This design comes from an exercise in tuning for small area, a short achievable clock period and few clock cycles per item on the open sky130 flow, not from production work.
The RTL was checked by simulation tests, not by an equivalence proof against the original design.
Power figures rest on the tool's default switching activity, not on a simulated workload.

[design/flow/run.sh]
#!/bin/bash
# synth_recipe.tcl (not shown) runs the flow's synth.tcl, then flattens the netlist and writes it again
# the make line also repeats each setting of config.mk as NAME=value (left out here)
make -C /OpenROAD-flow-scripts/flow DESIGN_CONFIG=/design/flow/config.mk WORK_HOME=/design/flow/orfs CLKGATE_MAP_FILE= SYNTH_SCRIPT=/design/flow/synth_recipe.tcl finish
[design/flow/config.mk]
export PLATFORM = sky130hd
export DESIGN_NAME = lkp_rep_parser
export DESIGN_NICKNAME = lkp_rep_parser
export VERILOG_FILES = /design/flow/design.v
export SDC_FILE = /design/flow/constraint.sdc
export NUM_CORES = 4
export LEC_CHECK = 0
export CAP_MARGIN = 20
export CORE_AREA = 5 5 445 445
export DIE_AREA = 0 0 450 450
export SLEW_MARGIN = 20
[design/flow/constraint.sdc]
create_clock -name core_clock -period 5.0 [get_ports {clk}]
set_input_delay 1.0000 -clock core_clock [delete_from_list [all_inputs] [get_ports {clk}]]
set_output_delay 1.0000 -clock core_clock [all_outputs]
set_load 0.01 [all_outputs]
[design/flow/design.v]
`timescale 1ns / 1ps
module lkp_rep_parser(
    input                       clk,
    input                       rst_n,
    input                       s_axis_meta_valid,
    input  [63:0]               s_axis_meta_key,
    input                       s_axis_meta_hit,
    output                      s_axis_meta_ready,
    input                       s_axis_ram_valid,
    input  [15:0]               s_axis_ram_lenth,  
    input  [511:0]              s_axis_ram_data,
    output                      s_axis_ram_ready,
    output reg                  m_axis_tx_tvalid,
    output reg [511:0]          m_axis_tx_tdata,
    output reg [63:0]           m_axis_tx_tkeep,
    output reg                  m_axis_tx_tlast,
    output reg  [15:0]          m_axis_tx_size,
    output reg  [15:0]          m_axis_tx_src,
    output reg  [15:0]          m_axis_tx_dst,
    input                       m_axis_tx_tready
    );
    localparam [3:0]
        ST_IDLE       = 0,
        ST_WAIT_FIRST = 1,
        ST_SEND       = 2;
    localparam [15:0] HEADER_BYTES = 16'd11;  
    reg [3:0]  state;
    reg [63:0] meta_key_r;
    reg [87:0] packet_buffer;   
    reg [15:0] bytes_left;      
    function automatic [63:0] gen_keep;
        input [15:0] byte_num;
        integer i;
        begin
            gen_keep = 64'd0;
            for (i = 0; i < 64; i = i + 1)
                gen_keep[i] = (i < byte_num) ? 1'b1 : 1'b0;
        end
    endfunction
    assign s_axis_meta_ready = (state == ST_IDLE) && (!m_axis_tx_tvalid || m_axis_tx_tready);
    assign s_axis_ram_ready  = (
                                 (state == ST_WAIT_FIRST) ||
                                 (state == ST_SEND && (bytes_left > HEADER_BYTES))
                               ) && (!m_axis_tx_tvalid || m_axis_tx_tready);
    always @(posedge clk) begin
        if (!rst_n) begin
            state            <= ST_IDLE;
            m_axis_tx_tvalid <= 1'b0;
            m_axis_tx_tdata  <= '0;
            m_axis_tx_tkeep  <= '0;
            m_axis_tx_tlast  <= 1'b0;
            m_axis_tx_dst    <= '0;
            m_axis_tx_src    <= '0;
            m_axis_tx_size   <= '0;
            meta_key_r       <= '0;
            packet_buffer    <= '0;
            bytes_left       <= '0;
        end
        else begin
            if (m_axis_tx_tvalid && m_axis_tx_tready)
                m_axis_tx_tvalid <= 1'b0;
            if (m_axis_tx_tvalid && m_axis_tx_tready)
                m_axis_tx_tlast <= 1'b0;
            case (state)
                ST_IDLE: begin
                    if (s_axis_meta_valid && s_axis_meta_ready) begin
                        meta_key_r <= s_axis_meta_key;
                        if (!s_axis_meta_hit) begin
                            m_axis_tx_tvalid <= 1'b1;
                            m_axis_tx_tdata  <= {424'b0, s_axis_meta_key, 16'b0, 8'b0};
                            m_axis_tx_tkeep  <= 64'h0000_0000_0000_07FF;  
                            m_axis_tx_tlast  <= 1'b1;
                            m_axis_tx_dst    <= 16'h1 << (6+0);
                            m_axis_tx_src    <= 16'd0;
                            m_axis_tx_size   <= HEADER_BYTES;                                                 
                        end
                        else begin
                            state <= ST_WAIT_FIRST;
                        end
                    end
                end
                ST_WAIT_FIRST: begin
                    if ((!m_axis_tx_tvalid || m_axis_tx_tready) && s_axis_ram_valid) begin
                        automatic logic [15:0] total_bytes;
                        automatic logic [15:0] bytes_this;
                        total_bytes = HEADER_BYTES + s_axis_ram_lenth;
                        bytes_this  = (total_bytes >= 16'd64) ? 16'd64 : total_bytes;
                        m_axis_tx_tdata  <= { s_axis_ram_data[423:0],
                                              { meta_key_r, s_axis_ram_lenth, 8'hFF } };
                        m_axis_tx_tkeep  <= gen_keep(bytes_this);
                        m_axis_tx_tvalid <= 1'b1;
                        m_axis_tx_dst    <= 16'h1 << (6+0);
                        m_axis_tx_src    <= 16'd0;
                        m_axis_tx_size   <= total_bytes;
                        packet_buffer    <= s_axis_ram_data[511:424];
                        if (total_bytes > 16'd64)
                            bytes_left <= s_axis_ram_lenth - (16'd64 - HEADER_BYTES);
                        else
                            bytes_left <= 16'd0;
                        if (total_bytes <= 16'd64) begin
                            m_axis_tx_tlast <= 1'b1;
                            state           <= ST_IDLE;
                        end
                        else begin
                            state <= ST_SEND;
                        end
                    end
                end
                ST_SEND: begin
                    if (!m_axis_tx_tvalid || m_axis_tx_tready) begin
                        automatic logic [15:0] curr_bytes;
                        automatic logic [15:0] bytes_this;
                        curr_bytes = bytes_left;
                        if (curr_bytes <= HEADER_BYTES && curr_bytes != 16'd0) begin
                            bytes_this        = curr_bytes;
                            m_axis_tx_tdata   <= {424'd0, packet_buffer}; 
                            m_axis_tx_tkeep   <= gen_keep(bytes_this);
                            m_axis_tx_tvalid  <= 1'b1;
                            m_axis_tx_tlast   <= 1'b1;
                            bytes_left        <= 16'd0;
                            state             <= ST_IDLE;
                        end
                        else if (curr_bytes > HEADER_BYTES && s_axis_ram_valid) begin
                            bytes_this        = (curr_bytes >= 16'd64) ? 16'd64 : curr_bytes;
                            m_axis_tx_tdata   <= { s_axis_ram_data[423:0], packet_buffer };
                            m_axis_tx_tkeep   <= gen_keep(bytes_this);
                            m_axis_tx_tvalid  <= 1'b1;
                            bytes_left        <= curr_bytes - bytes_this;
                            packet_buffer     <= s_axis_ram_data[511:424];
                            if (curr_bytes <= 16'd64) begin
                                m_axis_tx_tlast <= 1'b1;
                                state           <= ST_IDLE;
                            end
                        end
                        else if (curr_bytes == 16'd0) begin
                            state <= ST_IDLE;
                        end
                    end
                end
                default: begin
                    state <= ST_IDLE;
                end
            endcase
        end
    end
endmodule
### M1 wires

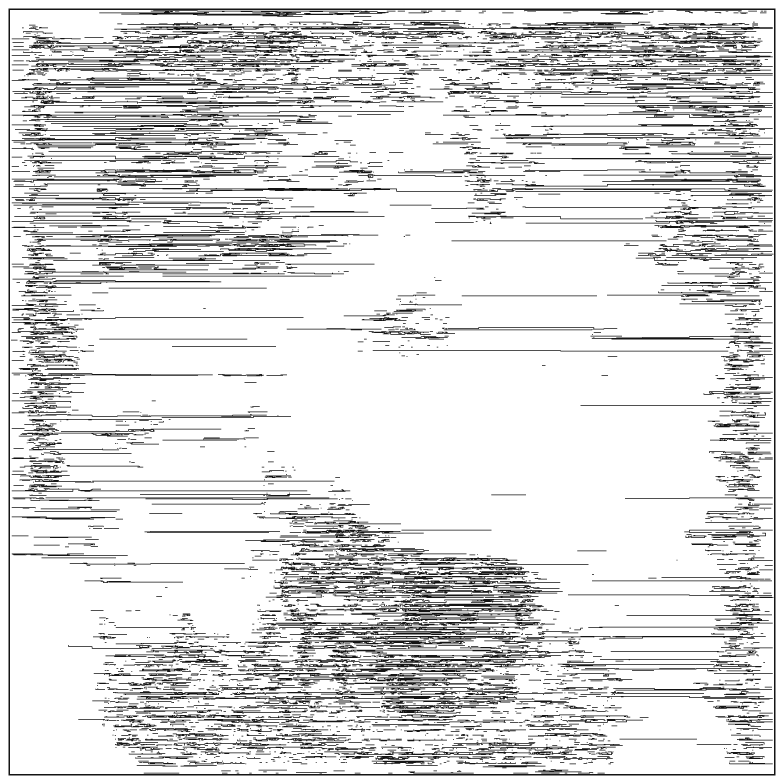
nets with wire on the layer: 4913
share of all routed wire: 38%
wire length on this layer: 71.5 mm
longest straight run: 167 um
total number of vias: 32662
grt met1 use: 20.26%
drt total wl: 189300 um

### Metal 2

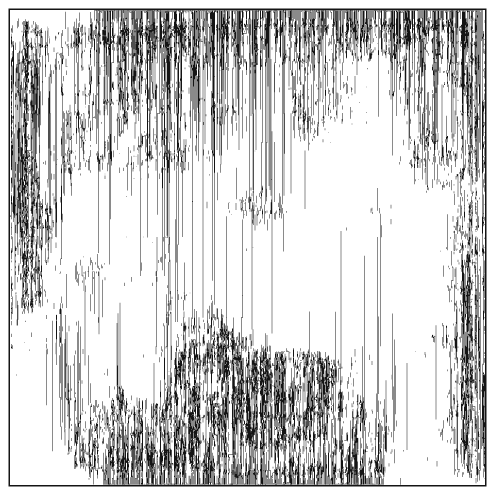
main direction: vertical
wire length on this layer: 89.3 mm
share of all routed wire: 47%
nets with wire on the layer: 4447
longest straight run: 291 um
met2 Use GR: 29.77%

### Met3 routing

Cells faint in the background.
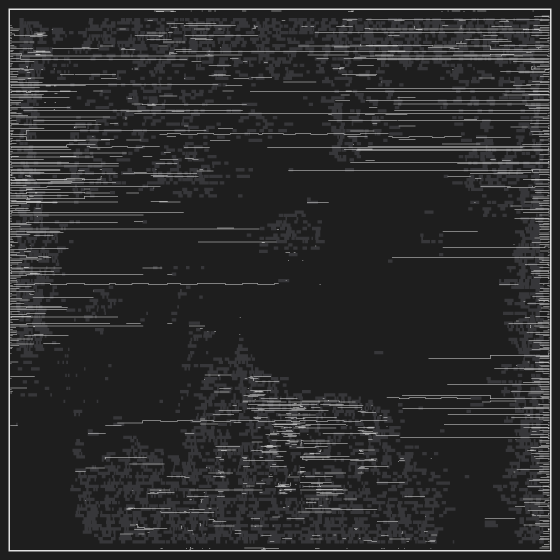
longest straight run: 344 um
wire length on this layer: 19600 um
main direction: horizontal
met3 Use GR: 6.980%

==> results.sh <==
export IMPL_io_pins=1226
export IMPL_cp_cell_sequence="or4_1 > nor3_2 > nand2_1 > a21oi_1 > nor2_1 > clkdlybuf4s50_1"
export IMPL_start_util_pct=15.85
export IMPL_synthTopCellsByArea="dfxtp_1 50%, a22oi_1 12%, nand2_1 7.2%"
export IMPL_core_area_um2=192600
export IMPL_rsz0062_at_grt="no"
export IMPL_nets=5254
export IMPL_place_ws_ns=0.4288
export IMPL_max_cap_violations=0
export IMPL_netlist_area_leader_share_pct=50.18
export IMPL_fin_ws_ns=0.8129
export IMPL_finalPower_mw=21.52
export IMPL_skew_ns=0.03936
export IMPL_grt_overflow_total=0
export IMPL_first_pass_iters=6
export IMPL_layout_cells_non_filler=7290
export IMPL_setup_violations=0
export IMPL_timing_final_crit_period_ns=4.187
export IMPL_max_stage_delay_ns=0.69
export IMPL_worst_ep_arrival_time_ns=3.19
export IMPL_worst_setup_path_start_kind="flip-flop"
export IMPL_grt_pass1_wl_um=258800
export IMPL_drc=0
export IMPL_syn_cell_area_um2=30520
export IMPL_slew_headroom_pct=20.39
export IMPL_holdWs_ns=0.4485
export IMPL_synth_seq_cells=765
export IMPL_die_area_um2=202500
export IMPL_cts_num_sinks=765
export IMPL_hold_viol_final=0
export IMPL_clock_latency_ns=0.72
export IMPL_avgSynthCellArea_um2=8.456
export IMPL_cts_made_buffers=94
export IMPL_ys_flop_type="dfxtp_1"
export IMPL_fin_setup_tns_ns=0
export IMPL_status="no timing/DRC/antenna violations"
export IMPL_min_period_over_period_pct=83.74
export IMPL_drt_initial_drc_count=3031
export IMPL_synth_largest_area_cell="dfxtp_1"
export IMPL_grt_pass1_vias=31167
export IMPL_grt_start_max_net_pins=137
export IMPL_drt_wirelength_per_cell_um=25.97
export IMPL_antenna_left=0
export IMPL_num_rows=161
export IMPL_antenna_found_initial=124
export IMPL_cts_buffer_depth=3
export IMPL_multi_input_area_um2=13530
export IMPL_ys_seq_area_share_pct=50.18
export IMPL_worst_pin_slew_ns=1.186
export IMPL_cpLargestDelayFamily="simple AND/OR/NAND/NOR gates"
export IMPL_cp_max_fo=7
export IMPL_fill_cells=20764
export IMPL_htreeDepth=3
export IMPL_dp_final_hpwl_um=147200
export IMPL_io_buffers=1194
export IMPL_area_delta_synth_final_pct=58.13
export IMPL_die_h_um=450
export IMPL_worst_setup_path_type="reg2out"
export IMPL_cts_repair_resized=0
export IMPL_fp_dieW_um=450
export IMPL_regArea_um2=15310
export IMPL_cts_tree="yes"
export IMPL_grtUsageTotal_pct=17.74
export IMPL_end_kind="output port"
export IMPL_ir_drop_uv=293.9
export IMPL_hp_class="reg2reg"
export IMPL_root_buffer="clkbuf_16"
export IMPL_synth_cell_type_count=83
export IMPL_synth_edf_count=0
export IMPL_vias_per_cell=4.480
export IMPL_crit_path_top_delay_cell="or4_1"
export IMPL_placed_area_um2=44900
export IMPL_fmax_ghz=0.2388
export IMPL_slew_viol_final=0
export IMPL_syn_inst=3609
export IMPL_synthArstFlopShare_pct=0
export IMPL_drive_gt1_share_pct=6.016
export IMPL_p_leak_nw=16.40
export IMPL_postCtsHoldBufs=0
export IMPL_dp_cells=7079
export IMPL_post_cts_buffers=0
export IMPL_critPathBufInv=1
export IMPL_postLayoutCellArea_um2=48260
export IMPL_yosysWarnings=1
export IMPL_crit_required_ns=4.00
export IMPL_power_density_nw_per_um2=445.9
export IMPL_clkSlewWorstSetupHoldPaths_ns=0.06
export IMPL_utilization_pct=25.06
export IMPL_gp_congestion=0.9268
Testbench counts, summed over its fixed seeds: cycles 8,301, packets 2,560.
-- cell usage in the layout (no fill, tap or decap), types with 13 or more instances in the layout --
cell,instances
clkdlybuf4s50_1,1193
clkbuf_1,17
conb_1,32
nor2_1,506
buf_4,77
nand3_1,67
nor4_1,13
clkinv_2,17
a21o_1,15
o211ai_1,72
o21ai_0,79
a31oi_1,20
clkbuf_16,94
xnor2_1,17
a22o_1,14
nand2_1,583
buf_12,15
clkbuf_8,13
a21oi_1,330
inv_1,15
a22oi_1,503
nor3_1,15
dfxtp_1,765
diode_2,43
-- logic make-up after synthesis --
| kind of cell | count (synthesis) | synth area share [%] |
|---|---|---|
| flip-flops | 765 | 50.18 |
| other | 1 | 0.01229 |
| AO/OA/AOI/OAI | 1144 | 25.44 |
| buffers and inverters | 390 | 6.162 |
| AND/OR/NAND/NOR | 1267 | 16.88 |
| multiplexers | 5 | 0.1681 |
| adder cells (fa/ha/maj) | 7 | 0.2870 |
| XOR/XNOR | 30 | 0.8610 |
-- worst reg2reg max path: stages (launching register included) --
cell     delay [ns]
dfxtp_1        0.36
or4_1          0.69
or3_1          0.74
o31ai_4        0.75
a32oi_2        0.20
nor2_8         0.21
buf_12         0.25
buf_12         0.42
a22oi_1        0.25
nor2_1         0.13
-- power breakdown --
part	internal, mW	leakage [nW]	switching, mW
sequential	6.81	6.20	0.471
clock	4.30	1.59	2.99
combinational	2.40	8.61	4.54
total	13.5	16.4	8.00
-- final timing paths --
check / from / end / slack (ns) / cells after the start
worst max register to register: bytes_left[10]$_SDFFE_PN0P_ / m_axis_tx_tdata[373]$_SDFFE_PN0P_ / 0.93 / 9
worst min-delay path: m_axis_tx_tdata[3]$_SDFFE_PN0P_ / m_axis_tx_tdata[3]$_SDFFE_PN0P_ / 0.45 / 2
worst max-delay path: bytes_left[10]$_SDFFE_PN0P_ / s_axis_ram_ready / 0.81 / 6
worst min register to register: m_axis_tx_tdata[3]$_SDFFE_PN0P_ / m_axis_tx_tdata[3]$_SDFFE_PN0P_ / 0.45 / 2
-- flip-flops by register name (all words and copies together), names as in the netlist, 2 cells and up --
register,count
bytes_left,16
state,2
m_axis_tx_size,16
m_axis_tx_tdata,512
m_axis_tx_tkeep,64
packet_buffer,88
meta_key_r,64
-- cell type report --
type,count,share of cell area (%)
Clock buffer,124,5.378
Multi-Input combinational cell,2485,28.04
Tap cell,2526,6.550
Inverter,17,0.1478
Antenna cell,43,0.2230
Sequential cell,765,31.74
Timing Repair Buffer,1286,26.58
Clock inverter,44,1.343
-- metal layers --
metal / part of all wire (%) / up-vias / GRT usage [%]
met1: 38 / 15842 / 20.26
met4: 4.5 / 66 / 6.852
met5: 0.23 / - / 0
met3: 10 / 332 / 6.980
li1: - / 14866 / -
met2: 47 / 1556 / 29.77
-- Yosys cell counts (11+ instances only) --
cell / instances
buf_4: 80
nand3_1: 67
clkbuf_1: 193
buf_2: 69
buf_1: 27
xnor2_1: 18
xor2_1: 12
a22oi_1: 503
o21ai_0: 79
a311oi_1: 12
a22o_1: 14
nor2_1: 506
dfxtp_1: 765
or3_1: 11
nor4_1: 13
inv_1: 16
a21oi_1: 330
o211ai_1: 72
nand2_1: 585
a31oi_1: 21
and2_1: 14
a21o_1: 15
nor3_1: 16

[what the ideal ports hide]
The flow's constraints put no driver on any port. The routed layout listed below was extracted and timed again, unchanged, in two steps. Step 1 assumes that a clkbuf_16 drives the clock port and a buf_2 every other input. Step 2 times the ports against the registers' clock, not the clock port: input delays grow and output delays shrink by t, the midpoint of the rising clock arrivals with the driver on. Three values: ideal, step 1, step 2; two values: the first two.
t, ns: 0.803
slack for setup (ns): 0.813 / 0.724 / 0.308
hold slack, ns: 0.449 / 0.449 / 0.449
cell pins on the clock port's net: 1
After both steps setup and hold are still met in this run. The setup slack of this run moves by -0.089 ns with the drivers and by -0.505 ns with both steps.
